Background: an optimization exercise with open tools, aiming at small area. Do not read the settings as production practice.
The RTL was checked by simulation tests, not by an equivalence proof against the original design.
No activity file was given, so power comes from the tool's default toggle rates.

==> design/flow/design.v <==
module Binary_To_7Segment
(
    input i_Clk,
    input i_Reset,
    input [3:0] i_Binary_Num,    
    output o_Segment_A,
    output o_Segment_B,
    output o_Segment_C,
    output o_Segment_D,
    output o_Segment_E,
    output o_Segment_F,
    output o_Segment_G
);
    reg [6:0] r_Hex_Num;  
    always @(posedge i_Clk)
        if (i_Reset)
            r_Hex_Num = 7'b0000000;
        else
        case (i_Binary_Num)
        4'b0000: r_Hex_Num = 7'b1111110;  
        4'b0001: r_Hex_Num = 7'b0110000;  
        4'b0010: r_Hex_Num = 7'b1101101;  
        4'b0011: r_Hex_Num = 7'b1111001;  
        4'b0100: r_Hex_Num = 7'b0110011;  
        4'b0101: r_Hex_Num = 7'b1011011;  
        4'b0110: r_Hex_Num = 7'b1011111;  
        4'b0111: r_Hex_Num = 7'b1110000;  
        4'b1000: r_Hex_Num = 7'b1111111;  
        4'b1001: r_Hex_Num = 7'b1111011;  
        4'b1010: r_Hex_Num = 7'b1110111;  
        4'b1011: r_Hex_Num = 7'b0011111;  
        4'b1100: r_Hex_Num = 7'b1001110;  
        4'b1101: r_Hex_Num = 7'b0111101;  
        4'b1110: r_Hex_Num = 7'b1001111;  
        4'b1111: r_Hex_Num = 7'b1000111;  
        default: r_Hex_Num = 7'b0000000;  
        endcase
    assign o_Segment_A = r_Hex_Num[6];
    assign o_Segment_B = r_Hex_Num[5];
    assign o_Segment_C = r_Hex_Num[4];
    assign o_Segment_D = r_Hex_Num[3];
    assign o_Segment_E = r_Hex_Num[2];
    assign o_Segment_F = r_Hex_Num[1];
    assign o_Segment_G = r_Hex_Num[0];
endmodule
module Debounce_Switch
(
	input i_Clk,
	input i_Reset,
	input i_Switch,
	output o_Switch  
);
	parameter c_TIME_LIMIT = 1000;
	reg r_State;
	reg [17:0] r_Count;
always @(posedge i_Clk)
	begin 
		if (i_Reset)
		begin
			r_Count <= 0;
			r_State <= 1'b0;
		end
		else if (i_Switch !== r_State && r_Count < c_TIME_LIMIT)
			r_Count <= r_Count + 1;
		else if (r_Count == c_TIME_LIMIT)
		begin
			r_Count <= 0;
			r_State <= i_Switch;
		end
		else
			r_Count <= 0;
	end
	assign o_Switch = r_State;
endmodule
module UART_RX #(
    parameter CLKS_PER_BIT = 217
)(
    input i_Clock,
    input i_Reset,
    input i_RX_Input,
    output o_RX_Bit,
    output [7:0] o_RX_Byte
);
    parameter RX_IDLE        = 3'b000;
    parameter RX_START_BIT   = 3'b001;
    parameter RX_DATA_BITS   = 3'b010;
    parameter RX_STOP_BIT    = 3'b011;
    parameter RX_CLEANUP     = 3'b100;
    reg [2:0] r_Bit_Index;        
    reg [7:0] r_Clock_Count;      
    reg [7:0] r_RX_Byte;          
    reg [2:0] r_State_Machine;    
    reg r_RX_Bit;                 
    always @(posedge i_Clock)
    begin
        if (i_Reset)
        begin
            r_Bit_Index <= 0;
            r_Clock_Count <= 0;
            r_RX_Byte <= 0;
            r_State_Machine <= RX_IDLE;
            r_RX_Bit <= 0;
        end
        else
        case (r_State_Machine)
        RX_IDLE:
        begin 
            r_Clock_Count <= 0;
            r_Bit_Index <= 0;
            r_RX_Bit <= 0;
            if (i_RX_Input == 1'b0)   
                r_State_Machine <= RX_START_BIT;
            else
                r_State_Machine <= RX_IDLE;        
        end
        RX_START_BIT:
        begin
            if (r_Clock_Count == (CLKS_PER_BIT-1)/2)  
            begin
                if (i_RX_Input == 1'b0)   
                begin 
                    r_Clock_Count <= 0;
                    r_State_Machine <= RX_DATA_BITS;
                end
                else
                    r_State_Machine <= RX_IDLE;  
            end
            else
            begin
                r_Clock_Count <= r_Clock_Count + 1;
                r_State_Machine <= RX_START_BIT;
            end
        end
        RX_DATA_BITS:
        begin
            if (r_Clock_Count < CLKS_PER_BIT-1)  
            begin 
                r_Clock_Count <= r_Clock_Count + 1;
				r_State_Machine <= RX_DATA_BITS;
            end
            else
            begin 
                r_Clock_Count <= 0;
                r_RX_Byte[r_Bit_Index] <= i_RX_Input;  
                if (r_Bit_Index < 7)
                begin
                    r_Bit_Index <= r_Bit_Index + 1;
                    r_State_Machine <= RX_DATA_BITS;
                end
                else
                begin
                    r_Bit_Index <= 0;
                    r_State_Machine <= RX_STOP_BIT;
                end
            end
        end
        RX_STOP_BIT:
        begin
            if (r_Clock_Count < CLKS_PER_BIT-1)
            begin
                r_Clock_Count <= r_Clock_Count + 1;
                r_State_Machine <= RX_STOP_BIT;
            end
            else
            begin 
                r_RX_Bit <= 1'b1;  
                r_Clock_Count <= 0;
                r_State_Machine <= RX_CLEANUP;
            end
        end
        RX_CLEANUP:        
        begin
            r_State_Machine <= RX_IDLE;
            r_RX_Bit <= 1'b0;
        end
        default: 
            r_State_Machine <= RX_IDLE;
        endcase
    end
    assign o_RX_Bit = r_RX_Bit;
    assign o_RX_Byte = r_RX_Byte;
endmodule
module Sync_To_Count 
 #(parameter TOTAL_COLS = 800,  
   parameter TOTAL_ROWS = 525)  
  (input            i_Clk,       
   input            i_Reset,     
   input            i_HSync,     
   input            i_VSync,     
   output reg       o_HSync,  
   output reg       o_VSync,  
   output reg [9:0] o_Col_Count,  
   output reg [9:0] o_Row_Count);  
   wire w_Frame_Start;  
  always @(posedge i_Clk)  
  begin
    if (i_Reset)
    begin
      o_VSync <= 1'b0;
      o_HSync <= 1'b0;
    end
    else
    begin
      o_VSync <= i_VSync;  
      o_HSync <= i_HSync;  
    end
  end
  always @(posedge i_Clk)  
  begin
    if (i_Reset || w_Frame_Start == 1'b1)  
    begin
      o_Col_Count <= 0;  
      o_Row_Count <= 0;  
    end
    else  
    begin
      if (o_Col_Count == TOTAL_COLS-1)  
      begin
        if (o_Row_Count == TOTAL_ROWS-1)  
        begin
          o_Row_Count <= 0;  
        end
        else
        begin
          o_Row_Count <= o_Row_Count + 1;  
        end
        o_Col_Count <= 0;  
      end
      else
      begin
        o_Col_Count <= o_Col_Count + 1;  
      end
    end
  end
  assign w_Frame_Start = (~o_VSync & i_VSync);  
endmodule
module VGA_Sync_Pulses 
#(
   parameter TOTAL_COLS  = 800,   
   parameter TOTAL_ROWS  = 525,   
   parameter ACTIVE_COLS = 640,   
   parameter ACTIVE_ROWS = 480    
)
(
   input            i_Clk,             
   input            i_Reset,           
   output           o_HSync,           
   output           o_VSync,           
   output reg [9:0] o_Col_Count,   
   output reg [9:0] o_Row_Count    
);
  always @(posedge i_Clk) begin
    if (i_Reset) begin
      o_Col_Count <= 0;
      o_Row_Count <= 0;
    end
    else if (o_Col_Count == TOTAL_COLS - 1) begin
      o_Col_Count <= 0;  
      if (o_Row_Count == TOTAL_ROWS - 1)
        o_Row_Count <= 0;  
      else
        o_Row_Count <= o_Row_Count + 1;  
    end
    else
      o_Col_Count <= o_Col_Count + 1;  
  end
  assign o_HSync = o_Col_Count < ACTIVE_COLS ? 1'b1 : 1'b0;
  assign o_VSync = o_Row_Count < ACTIVE_ROWS ? 1'b1 : 1'b0;
endmodule
module VGA_Sync_Porch #(
    parameter VIDEO_WIDTH = 3,   
    parameter TOTAL_COLS  = 800,  
    parameter TOTAL_ROWS  = 525,  
    parameter ACTIVE_COLS = 640,  
    parameter ACTIVE_ROWS = 480   
)(
    input i_Clk,                     
    input i_Reset,                   
    input i_HSync,                   
    input i_VSync,                   
    input [VIDEO_WIDTH-1:0] i_Red_Video,  
    input [VIDEO_WIDTH-1:0] i_Grn_Video,  
    input [VIDEO_WIDTH-1:0] i_Blu_Video,  
    output reg o_HSync,              
    output reg o_VSync,              
    output reg [VIDEO_WIDTH-1:0] o_Red_Video,  
    output reg [VIDEO_WIDTH-1:0] o_Grn_Video,  
    output reg [VIDEO_WIDTH-1:0] o_Blu_Video   
);
  parameter c_FRONT_PORCH_HORZ = 18;   
  parameter c_BACK_PORCH_HORZ  = 50;   
  parameter c_FRONT_PORCH_VERT = 10;   
  parameter c_BACK_PORCH_VERT  = 33;   
  wire w_HSync;                      
  wire w_VSync;                      
  wire [9:0] w_Col_Count;           
  wire [9:0] w_Row_Count;           
  reg [VIDEO_WIDTH-1:0] r_Red_Video;  
  reg [VIDEO_WIDTH-1:0] r_Grn_Video;  
  reg [VIDEO_WIDTH-1:0] r_Blu_Video;  
  Sync_To_Count #(
    .TOTAL_COLS(TOTAL_COLS),
    .TOTAL_ROWS(TOTAL_ROWS)
  ) UUT (
    .i_Clk(i_Clk),
    .i_Reset(i_Reset),
    .i_HSync(i_HSync),
    .i_VSync(i_VSync),
    .o_HSync(w_HSync),
    .o_VSync(w_VSync),
    .o_Col_Count(w_Col_Count),
    .o_Row_Count(w_Row_Count)
  );
  always @(posedge i_Clk) begin
    if (i_Reset) begin
      o_HSync <= 1'b0;
      o_VSync <= 1'b0;
    end else begin
    if ((w_Col_Count < c_FRONT_PORCH_HORZ + ACTIVE_COLS) || 
        (w_Col_Count > TOTAL_COLS - c_BACK_PORCH_HORZ - 1))
      o_HSync <= 1'b1;  
    else
      o_HSync <= w_HSync;  
    if ((w_Row_Count < c_FRONT_PORCH_VERT + ACTIVE_ROWS) ||
        (w_Row_Count > TOTAL_ROWS - c_BACK_PORCH_VERT - 1))
      o_VSync <= 1'b1;  
    else
      o_VSync <= w_VSync;  
    end
  end
  always @(posedge i_Clk) begin
    if (i_Reset) begin
      r_Red_Video <= 0;
      r_Grn_Video <= 0;
      r_Blu_Video <= 0;
      o_Red_Video <= 0;
      o_Grn_Video <= 0;
      o_Blu_Video <= 0;
    end else begin
    r_Red_Video <= i_Red_Video;  
    r_Grn_Video <= i_Grn_Video;  
    r_Blu_Video <= i_Blu_Video;  
    o_Red_Video <= r_Red_Video;
    o_Grn_Video <= r_Grn_Video;
    o_Blu_Video <= r_Blu_Video;
    end
  end
endmodule
module Pong_Ball #(
    parameter c_GAME_HEIGHT = 30,   
    parameter c_GAME_WIDTH = 40     
)(
    input i_Clk,                     
    input i_Reset,                   
    input i_Game_On,                 
    input [5:0] i_Col_Counter,       
    input [5:0] i_Row_Counter,       
    output reg [5:0] o_Ball_X,   
    output reg [5:0] o_Ball_Y,   
    output reg o_Draw_Ball           
);
    parameter c_BALL_SPD = 5000;
    reg [5:0] r_Prev_Ball_X;
    reg [5:0] r_Prev_Ball_Y;
    reg [31:0] r_Ball_Counter;
    always @(posedge i_Clk) begin 
        if (i_Reset) begin
            o_Ball_X <= 0;
            o_Ball_Y <= 0;
            r_Prev_Ball_X <= 0;
            r_Prev_Ball_Y <= 0;
            r_Ball_Counter <= 0;
        end else if (i_Game_On == 1'b1) begin 
            if (r_Ball_Counter < c_BALL_SPD) begin
                r_Ball_Counter <= r_Ball_Counter + 1;
            end else begin
                r_Ball_Counter <= 0;
                r_Prev_Ball_X <= o_Ball_X;
                r_Prev_Ball_Y <= o_Ball_Y;
                if ((r_Prev_Ball_X < o_Ball_X && (o_Ball_X == c_GAME_WIDTH-1)) ||
                    (r_Prev_Ball_X > o_Ball_X && o_Ball_X != 0)) begin
                    o_Ball_X <= o_Ball_X - 1;   
                end else begin
                    o_Ball_X <= o_Ball_X + 1;   
                end
                if ((r_Prev_Ball_Y < o_Ball_Y && (o_Ball_Y == c_GAME_HEIGHT-1)) ||
                    (r_Prev_Ball_Y > o_Ball_Y && o_Ball_Y != 0)) begin
                    o_Ball_Y <= o_Ball_Y - 1;   
                end else begin
                    o_Ball_Y <= o_Ball_Y + 1;   
                end
            end 
        end else begin 
            o_Ball_X <= c_GAME_WIDTH / 2;
            o_Ball_Y <= c_GAME_HEIGHT / 2;
            r_Prev_Ball_X <= c_GAME_WIDTH / 2 + 1;
            r_Prev_Ball_Y <= c_GAME_HEIGHT / 2 - 1;
        end
    end
    always @(posedge i_Clk) begin 
        if (i_Reset) begin
            o_Draw_Ball <= 1'b0;
        end else if (i_Col_Counter == o_Ball_X && i_Row_Counter == o_Ball_Y) begin
            o_Draw_Ball <= 1'b1;   
        end else begin
            o_Draw_Ball <= 1'b0;   
        end
    end
endmodule
module Pong_Paddles#(
    parameter c_GAME_HEIGHT = 30,
    parameter c_PADDLE_HEIGHT = 5,
    parameter c_PADDLE_X = 0
)
(
    input i_Clk,
    input i_Reset,
    input [5:0] i_Col_Count,
    input [5:0] i_Row_Count,
    input i_Paddle_Up,
    input i_Paddle_Dn,
    output reg o_Draw_Paddle,
    output reg [5:0] o_Paddle_Y
);
    parameter c_PADDLE_SPEED = 5000; 
    reg [31:0] r_Counter;
    wire w_Paddle_Count_Enable;
    assign w_Paddle_Count_Enable = i_Paddle_Up ^ i_Paddle_Dn;
    always @(posedge i_Clk) 
    begin
        if(i_Reset)
        begin
            r_Counter <= 0;
            o_Paddle_Y <= 0;
        end
        else
        begin
        if(w_Paddle_Count_Enable == 1'b1)
        begin
            if(r_Counter == c_PADDLE_SPEED)
                r_Counter <= 0;
            else
                r_Counter <= r_Counter + 1;
        end      
        if(i_Paddle_Up == 1'b1 && r_Counter == c_PADDLE_SPEED && o_Paddle_Y !== 0)
            o_Paddle_Y <= o_Paddle_Y - 1;
        else if(i_Paddle_Dn == 1'b1 && r_Counter == c_PADDLE_SPEED && o_Paddle_Y !== c_GAME_HEIGHT - c_PADDLE_HEIGHT - 1)
            o_Paddle_Y <= o_Paddle_Y + 1;
        end
    end
    always @(posedge i_Clk)
    begin 
        if(i_Reset)
            o_Draw_Paddle <= 1'b0;
        else if(i_Col_Count == c_PADDLE_X && i_Row_Count >= o_Paddle_Y && i_Row_Count <= o_Paddle_Y + c_PADDLE_HEIGHT)
            o_Draw_Paddle <= 1'b1;
        else
            o_Draw_Paddle <= 1'b0;
    end
endmodule
module Pong_Top
  #(parameter c_TOTAL_COLS=800,
    parameter c_TOTAL_ROWS=525,
    parameter c_ACTIVE_COLS=640,
    parameter c_ACTIVE_ROWS=480)
  (input            i_Clk,
   input            i_Reset,
   input            i_HSync,
   input            i_VSync,
   input            i_Game_Start,
   input            i_Paddle_Up_P1,
   input            i_Paddle_Dn_P1,
   input            i_Paddle_Up_P2,
   input            i_Paddle_Dn_P2,
   output reg       o_HSync,
   output reg       o_VSync,
   output [3:0] o_Red_Video,
   output [3:0] o_Grn_Video,
   output [3:0] o_Blu_Video,
   output [3:0] o_Score_P1,
   output [3:0] o_Score_P2
   );
   parameter c_GAME_WIDTH  = 40;
   parameter c_GAME_HEIGHT = 30;
   parameter c_SCORE_LIMIT = 9;
   parameter c_PADDLE_HEIGHT = 5;
   parameter c_PADDLE_COL_P1 = 0;   
   parameter c_PADDLE_COL_P2 = c_GAME_WIDTH-1;  
   parameter IDLE    = 3'b000;
   parameter RUNNING = 3'b001;
   parameter P1_WINS = 3'b010;
   parameter P2_WINS = 3'b011;
   parameter CLEANUP = 3'b100;
   reg [2:0] r_State_Machine;
   wire       w_HSync, w_VSync;
   wire [9:0] w_Col_Count, w_Row_Count;
   wire       w_Draw_Paddle_P1, w_Draw_Paddle_P2;
   wire [5:0] w_Paddle_Y_P1, w_Paddle_Y_P2;
   wire       w_Draw_Ball, w_Draw_Any;
   wire       w_Game_On;
   wire [5:0] w_Ball_X, w_Ball_Y;
   reg [3:0] r_P1_Score;
   reg [3:0] r_P2_Score;
   wire [5:0] w_Col_Count_Div, w_Row_Count_Div;
    Sync_To_Count #(.TOTAL_COLS(c_TOTAL_COLS),
                  .TOTAL_ROWS(c_TOTAL_ROWS)) Sync_To_Count_Inst
    (.i_Clk(i_Clk),
     .i_Reset(i_Reset),
     .i_HSync(i_HSync),
     .i_VSync(i_VSync),
     .o_HSync(w_HSync),
     .o_VSync(w_VSync),
     .o_Col_Count(w_Col_Count),
     .o_Row_Count(w_Row_Count));
   always @(posedge i_Clk)
		begin
		if (i_Reset)
			begin
			o_HSync <= 1'b0;
			o_VSync <= 1'b0;
			end
		else
			begin
			o_HSync <= w_HSync;
			o_VSync <= w_VSync;
			end
		end
   assign w_Col_Count_Div = w_Col_Count[9:4];
   assign w_Row_Count_Div = w_Row_Count[9:4];
   Pong_Paddles#(.c_GAME_HEIGHT(c_GAME_HEIGHT), .c_PADDLE_HEIGHT(c_PADDLE_HEIGHT), .c_PADDLE_X(c_PADDLE_COL_P1)) P1_Instance
   (
	.i_Clk(i_Clk),
	.i_Reset(i_Reset),
	.i_Col_Count(w_Col_Count_Div),
	.i_Row_Count(w_Row_Count_Div),
	.i_Paddle_Up(i_Paddle_Up_P1),
	.i_Paddle_Dn(i_Paddle_Dn_P1),
	.o_Draw_Paddle(w_Draw_Paddle_P1),
	.o_Paddle_Y(w_Paddle_Y_P1)
   );
    Pong_Paddles#(.c_GAME_HEIGHT(c_GAME_HEIGHT), .c_PADDLE_HEIGHT(c_PADDLE_HEIGHT), .c_PADDLE_X(c_PADDLE_COL_P2)) P2_Instance
   (
	.i_Clk(i_Clk),
	.i_Reset(i_Reset),
	.i_Col_Count(w_Col_Count_Div),
	.i_Row_Count(w_Row_Count_Div),
	.i_Paddle_Up(i_Paddle_Up_P2),
	.i_Paddle_Dn(i_Paddle_Dn_P2),
	.o_Draw_Paddle(w_Draw_Paddle_P2),
	.o_Paddle_Y(w_Paddle_Y_P2)
   );
   Pong_Ball #(.c_GAME_HEIGHT(c_GAME_HEIGHT), .c_GAME_WIDTH(c_GAME_WIDTH)) Ball_Instance
   (
	.i_Clk(i_Clk),
	.i_Reset(i_Reset),
	.i_Game_On(w_Game_On),
	.i_Col_Counter(w_Col_Count_Div),
	.i_Row_Counter(w_Row_Count_Div),
	.o_Ball_X(w_Ball_X),
	.o_Ball_Y(w_Ball_Y),
	.o_Draw_Ball(w_Draw_Ball)
   );
   always @(posedge i_Clk)
		begin
			if (i_Reset)
			begin
			r_State_Machine <= IDLE;
			r_P1_Score <= 0;
			r_P2_Score <= 0;
			end
			else
			case(r_State_Machine)
		IDLE:
		begin
			if(i_Game_Start == 1'b1)
				r_State_Machine <= RUNNING;
		end
		RUNNING:
		begin
			if(w_Ball_X == 0 && (w_Ball_Y < w_Paddle_Y_P1 || w_Ball_Y > w_Paddle_Y_P1 + c_PADDLE_HEIGHT))  
				r_State_Machine <= P2_WINS;
			else if(w_Ball_X == c_GAME_WIDTH-1 && (w_Ball_Y < w_Paddle_Y_P2 || w_Ball_Y > w_Paddle_Y_P2 + c_PADDLE_HEIGHT))  
				r_State_Machine <= P1_WINS;
		end
		P1_WINS:
		begin
			if(r_P1_Score == c_SCORE_LIMIT)
				r_P1_Score <= 0;
			else
				begin
				r_P1_Score <= r_P1_Score + 1;
				r_State_Machine <= CLEANUP;
				end
		end
		P2_WINS:
		begin
			if(r_P2_Score == c_SCORE_LIMIT)
				r_P2_Score <= 0;
			else
				begin
				r_P2_Score <= r_P2_Score + 1;
				r_State_Machine <= CLEANUP;
				end
		end
		CLEANUP:
			r_State_Machine <= IDLE;
		endcase
		end
	assign w_Game_On = (r_State_Machine == RUNNING) ? 1'b1 : 1'b0;
	assign w_Draw_Any = w_Draw_Ball | w_Draw_Paddle_P1 | w_Draw_Paddle_P2;
	assign o_Red_Video = w_Draw_Any ? 4'b1111 : 4'b0000;
	assign o_Grn_Video = w_Draw_Any ? 4'b0000 : 4'b0000;
	assign o_Blu_Video = w_Draw_Any ? 4'b1111 : 4'b0000;
	assign o_Score_P1 = r_P1_Score;
	assign o_Score_P2 = r_P2_Score;
endmodule
module Pong_Main
  (
   input  i_Clk,         
   input  i_Reset,       
   input  i_UART_RX,     
   input i_Switch_1,     
   input i_Switch_2,     
   input i_Switch_3,     
   input i_Switch_4,     
   output o_Segment1_A, 
   output o_Segment1_B,
   output o_Segment1_C,
   output o_Segment1_D,
   output o_Segment1_E,
   output o_Segment1_F,
   output o_Segment1_G,
   output o_Segment2_A,
   output o_Segment2_B,
   output o_Segment2_C,
   output o_Segment2_D,
   output o_Segment2_E,
   output o_Segment2_F,
   output o_Segment2_G,
   output o_VGA_HSync,
   output o_VGA_VSync,
   output o_VGA_Red_0,
   output o_VGA_Red_1,
   output o_VGA_Red_2,
   output o_VGA_Grn_0,
   output o_VGA_Grn_1,
   output o_VGA_Grn_2,
   output o_VGA_Blu_0,
   output o_VGA_Blu_1,
   output o_VGA_Blu_2   
   );
   parameter c_VIDEO_WIDTH = 3;
   parameter c_TOTAL_COLS  = 800;
   parameter c_TOTAL_ROWS  = 525;
   parameter c_ACTIVE_COLS = 640;
   parameter c_ACTIVE_ROWS = 480;
   wire w_Segment1_A, w_Segment2_A;
   wire w_Segment1_B, w_Segment2_B;
   wire w_Segment1_C, w_Segment2_C;
   wire w_Segment1_D, w_Segment2_D;
   wire w_Segment1_E, w_Segment2_E;
   wire w_Segment1_F, w_Segment2_F;
   wire w_Segment1_G, w_Segment2_G;
   wire [c_VIDEO_WIDTH-1:0] w_Red_Video_TP, w_Red_Video_Porch;
   wire [c_VIDEO_WIDTH-1:0] w_Grn_Video_TP, w_Grn_Video_Porch;
   wire [c_VIDEO_WIDTH-1:0] w_Blu_Video_TP, w_Blu_Video_Porch;
   wire w_RX_DV;
   wire [3:0] w_Score_P1;   
   wire [3:0] w_Score_P2;   
   wire [7:0] w_RX_Byte;
   wire w_HSync_Start, w_VSync_Start;
   wire w_HSync_Pong, w_VSync_Pong;
   wire w_Switch_1, w_Switch_2, w_Switch_3, w_Switch_4;
   wire [3:0] w_Red_Video_Pong, w_Grn_Video_Pong, w_Blu_Video_Pong;
   UART_RX #(.CLKS_PER_BIT(217)) UART_RX_Inst
   (
    .i_Clock(i_Clk),
    .i_Reset(i_Reset),
    .i_RX_Input(i_UART_RX),
    .o_RX_Bit(w_RX_DV),
    .o_RX_Byte(w_RX_Byte)
   );
   Binary_To_7Segment SevenSeg1_Inst
   (
    .i_Clk(i_Clk),
    .i_Reset(i_Reset),
    .i_Binary_Num(w_Score_P1[3:0]),
    .o_Segment_A(w_Segment1_A),
    .o_Segment_B(w_Segment1_B),
    .o_Segment_C(w_Segment1_C),
    .o_Segment_D(w_Segment1_D),
    .o_Segment_E(w_Segment1_E),
    .o_Segment_F(w_Segment1_F),
    .o_Segment_G(w_Segment1_G)
   );
   assign o_Segment1_A = ~w_Segment1_A;
   assign o_Segment1_B = ~w_Segment1_B;
   assign o_Segment1_C = ~w_Segment1_C;
   assign o_Segment1_D = ~w_Segment1_D;
   assign o_Segment1_E = ~w_Segment1_E;
   assign o_Segment1_F = ~w_Segment1_F;
   assign o_Segment1_G = ~w_Segment1_G;
   Binary_To_7Segment SevenSeg2_Inst
   (
    .i_Clk(i_Clk),
    .i_Reset(i_Reset),
    .i_Binary_Num(w_Score_P2[3:0]),
    .o_Segment_A(w_Segment2_A),
    .o_Segment_B(w_Segment2_B),
    .o_Segment_C(w_Segment2_C),
    .o_Segment_D(w_Segment2_D),
    .o_Segment_E(w_Segment2_E),
    .o_Segment_F(w_Segment2_F),
    .o_Segment_G(w_Segment2_G)
   );
   assign o_Segment2_A = ~w_Segment2_A;
   assign o_Segment2_B = ~w_Segment2_B;
   assign o_Segment2_C = ~w_Segment2_C;
   assign o_Segment2_D = ~w_Segment2_D;
   assign o_Segment2_E = ~w_Segment2_E;
   assign o_Segment2_F = ~w_Segment2_F;
   assign o_Segment2_G = ~w_Segment2_G;
   VGA_Sync_Pulses #(.TOTAL_COLS(c_TOTAL_COLS),
                     .TOTAL_ROWS(c_TOTAL_ROWS),
                     .ACTIVE_COLS(c_ACTIVE_COLS),
                     .ACTIVE_ROWS(c_ACTIVE_ROWS)) 
   VGA_Sync_Pulses_Inst 
   (
    .i_Clk(i_Clk),
    .i_Reset(i_Reset),
    .o_HSync(w_HSync_Start),
    .o_VSync(w_VSync_Start),
    .o_Col_Count(),
    .o_Row_Count()
   );
   Debounce_Switch Instance1
   (
    .i_Clk(i_Clk),
    .i_Reset(i_Reset),
    .i_Switch(i_Switch_1),
    .o_Switch(w_Switch_1)
   );
   Debounce_Switch Instance2
   (
    .i_Clk(i_Clk),
    .i_Reset(i_Reset),
    .i_Switch(i_Switch_2),
    .o_Switch(w_Switch_2)
   );
   Debounce_Switch Instance3
   (
    .i_Clk(i_Clk),
    .i_Reset(i_Reset),
    .i_Switch(i_Switch_3),
    .o_Switch(w_Switch_3)
   );
   Debounce_Switch Instance4
   (
    .i_Clk(i_Clk),
    .i_Reset(i_Reset),
    .i_Switch(i_Switch_4),
    .o_Switch(w_Switch_4)
   );
   Pong_Top #(.c_TOTAL_COLS(c_TOTAL_COLS), .c_TOTAL_ROWS(c_TOTAL_ROWS), .c_ACTIVE_COLS(c_ACTIVE_COLS), .c_ACTIVE_ROWS(c_ACTIVE_ROWS)) Pong_Instance
   (
    .i_Clk(i_Clk),
    .i_Reset(i_Reset),
    .i_HSync(w_HSync_Start),
    .i_VSync(w_VSync_Start),
    .i_Game_Start(w_RX_DV),
    .i_Paddle_Up_P1(w_Switch_1),
    .i_Paddle_Dn_P1(w_Switch_2),
    .i_Paddle_Up_P2(w_Switch_3),
    .i_Paddle_Dn_P2(w_Switch_4),
    .o_HSync(w_HSync_Pong),
    .o_VSync(w_VSync_Pong),
    .o_Red_Video(w_Red_Video_Pong),
    .o_Grn_Video(w_Grn_Video_Pong),
    .o_Blu_Video(w_Blu_Video_Pong),
    .o_Score_P1(w_Score_P1),
    .o_Score_P2(w_Score_P2)
   );
   VGA_Sync_Porch  #(.VIDEO_WIDTH(c_VIDEO_WIDTH),
                     .TOTAL_COLS(c_TOTAL_COLS),
                     .TOTAL_ROWS(c_TOTAL_ROWS),
                     .ACTIVE_COLS(c_ACTIVE_COLS),
                     .ACTIVE_ROWS(c_ACTIVE_ROWS))
   VGA_Sync_Porch_Inst
   (
    .i_Clk(i_Clk),
    .i_Reset(i_Reset),
    .i_HSync(w_HSync_Pong),
    .i_VSync(w_VSync_Pong),
    .i_Red_Video(w_Red_Video_Pong[c_VIDEO_WIDTH-1:0]),
    .i_Grn_Video(w_Grn_Video_Pong[c_VIDEO_WIDTH-1:0]),
    .i_Blu_Video(w_Blu_Video_Pong[c_VIDEO_WIDTH-1:0]),
    .o_HSync(o_VGA_HSync),
    .o_VSync(o_VGA_VSync),
    .o_Red_Video(w_Red_Video_Porch),
    .o_Grn_Video(w_Grn_Video_Porch),
    .o_Blu_Video(w_Blu_Video_Porch)
   );
   assign o_VGA_Red_0 = w_Red_Video_Porch[0];
   assign o_VGA_Red_1 = w_Red_Video_Porch[1];
   assign o_VGA_Red_2 = w_Red_Video_Porch[2];
   assign o_VGA_Grn_0 = w_Grn_Video_Porch[0];
   assign o_VGA_Grn_1 = w_Grn_Video_Porch[1];
   assign o_VGA_Grn_2 = w_Grn_Video_Porch[2];
   assign o_VGA_Blu_0 = w_Blu_Video_Porch[0];
   assign o_VGA_Blu_1 = w_Blu_Video_Porch[1];
   assign o_VGA_Blu_2 = w_Blu_Video_Porch[2];
endmodule
==> design/flow/run.sh <==
#!/bin/bash
# synth_recipe.tcl (not shown) runs the flow's synth.tcl, then flattens the netlist and writes it again
# the make line also repeats each setting of config.mk as NAME=value (left out here)
make -C /OpenROAD-flow-scripts/flow DESIGN_CONFIG=/design/flow/config.mk WORK_HOME=/design/flow/orfs CLKGATE_MAP_FILE= SYNTH_SCRIPT=/design/flow/synth_recipe.tcl finish
==> design/flow/config.mk <==
export PLATFORM = sky130hd
export DESIGN_NAME = Pong_Main
export DESIGN_NICKNAME = Pong_Main
export VERILOG_FILES = /design/flow/design.v
export SDC_FILE = /design/flow/constraint.sdc
export NUM_CORES = 4
export LEC_CHECK = 0
export CAP_MARGIN = 20
export CORE_MARGIN = 2
export CORE_UTILIZATION = 40
export SLEW_MARGIN = 20
==> design/flow/constraint.sdc <==
create_clock -name core_clock -period 10.0 [get_ports {i_Clk}]
set_input_delay 2.0000 -clock core_clock [delete_from_list [all_inputs] [get_ports {i_Clk}]]
set_output_delay 2.0000 -clock core_clock [all_outputs]
set_load 0.01 [all_outputs]
### Cell outlines without signal wires

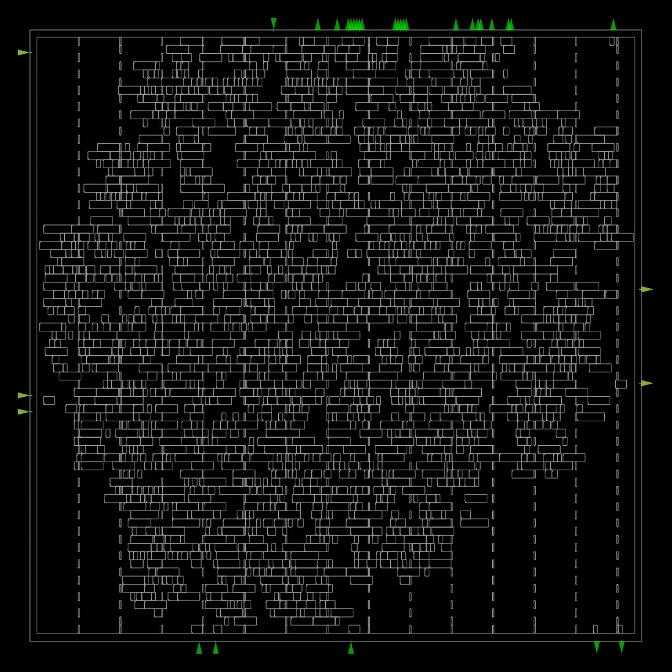
final core occ: 45.7%
# rows: 73

### Sequential cells colored by instance or generate block

(3 px per um)
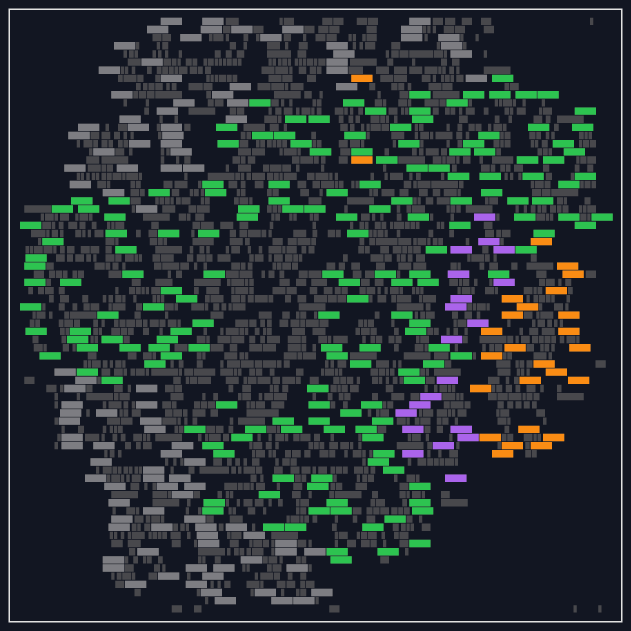
color	scope	flops
green	Pong_Instance	170
orange	VGA_Sync_Porch_Inst	26
purple	VGA_Sync_Pulses_Inst	20
Die Footprint: 41500 sq um
non-filler cells in the finished layout: 2462

### Cell sizes after repair

(3 px per um)
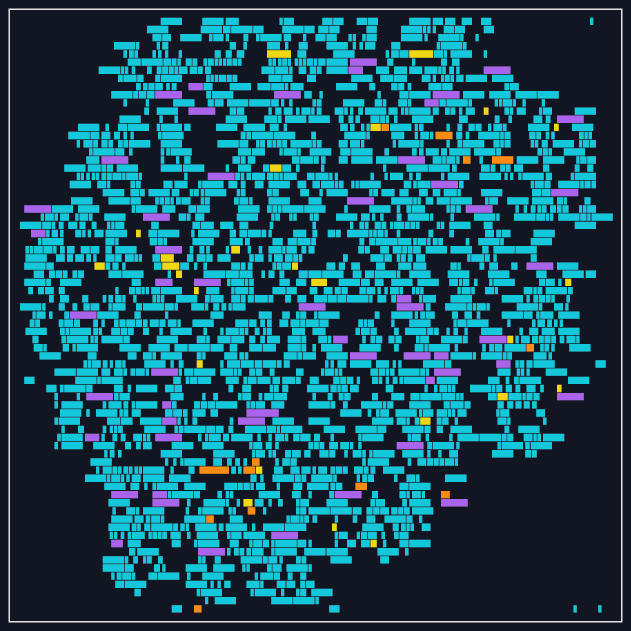
color	size	cells
orange	drive 3 to 4	13
purple	drive 6 and up	54
cyan	drive 1 or less	1845
yellow	drive 2	25

### IR drop over the die

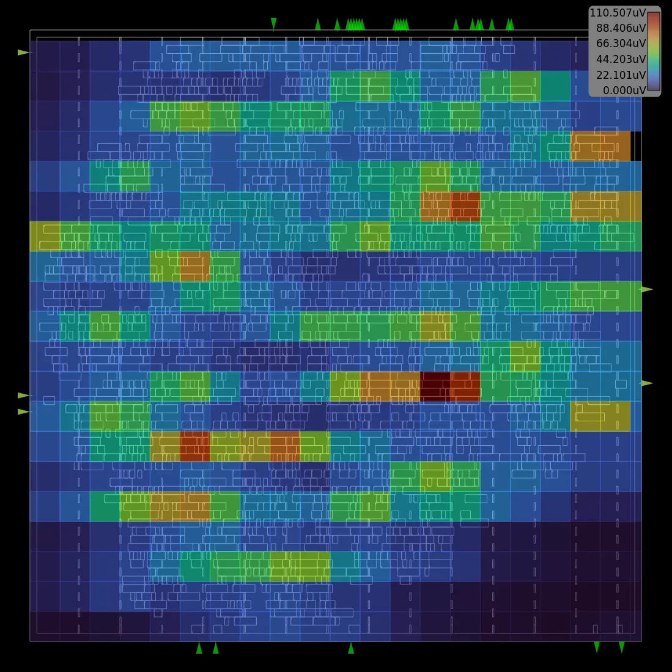
Net Sw Power: 0.000634 W
Pwr Total: 0.00281 W
internal power: 0.00217 W
PD cells: 155 nW/um^2

==> results.tsv <==
metric	value	unit
r2r-start	Pong_Instance.Ball_Instance.o_Ball_Y[3]	
seqPwrFrac	46.9	%
grt_usage	15.0	%
dp_cells	2394	
ys_seq_elements	321	
dp_slack	5770	ps
diodes	0	
syn_avg_cell_area	8.58	sq um
multi_input_area_share	49.8	%
numPortBuffers	28	
synth_cell_types	76	
num_tap_cells	525	
synth_compound_area_share	10.3	%
status	finished clean	
clock_area_share	6.88	%
fp.dieH	204	um
vias	12400	
area_growth	13.2	%
comb_power	0.000144	W
synth_most_common_cell	dfxtp_1	
swShare	22.6	%
place_area	16800	sq um
seqCellArea	6430	sq um
hold_viol_final	0	
synthArstFlopShare	0	%
cp_top_family	compound AO/OA/AOI/OAI gates	
startpoint_type	flop	
grt_max_degree	82	
multi_input_comb_area	9000	sq um
grt_first_pass_wirelength	53700	um
wl_per_cell	12.6	um
end_kind	flop	
met2_usage	25.2	%
sh_seq_area	35.6	%
die_width	204	um
yosysTopAreaCell	dfxtp_1	
met3_length	838	um
drc	0	
p_clk	0.00135	W
cp_max_fo	13	
clkSinkCount	321	
dr.max_layer_used	met4	
synthAdderAreaFrac	9.87	%
worst_pin_slew	958	ps
clkbuf_count	56	
setup_violations	0	
fill_cells	3799	

## port drivers added, routing unchanged
The results above use ideal ports. As a check the final layout listed here was re-extracted and re-timed, cells and wires unchanged.
Step 1 assumes that a clkbuf_16 drives the clock port and a buf_2 every other input.
Step 2 adds t to the input delays and takes it off the output delays; t is the mean of the earliest and latest rising clock arrival at the registers after step 1. Input paths then give back, and output paths get back, about the clock's delay inside the block.
a / b / c = ideal / step 1 / step 2; a / b = the first two.
shift t [ns]: 0.576
setup slack, ns: 6.237 / 6.237 / 6.114
hold slack, ns: 0.429 / 0.429 / 0.429
After both steps setup and hold are still met in this run. The setup slack of this run moves by 0.000 ns with the drivers and by -0.123 ns with both steps.
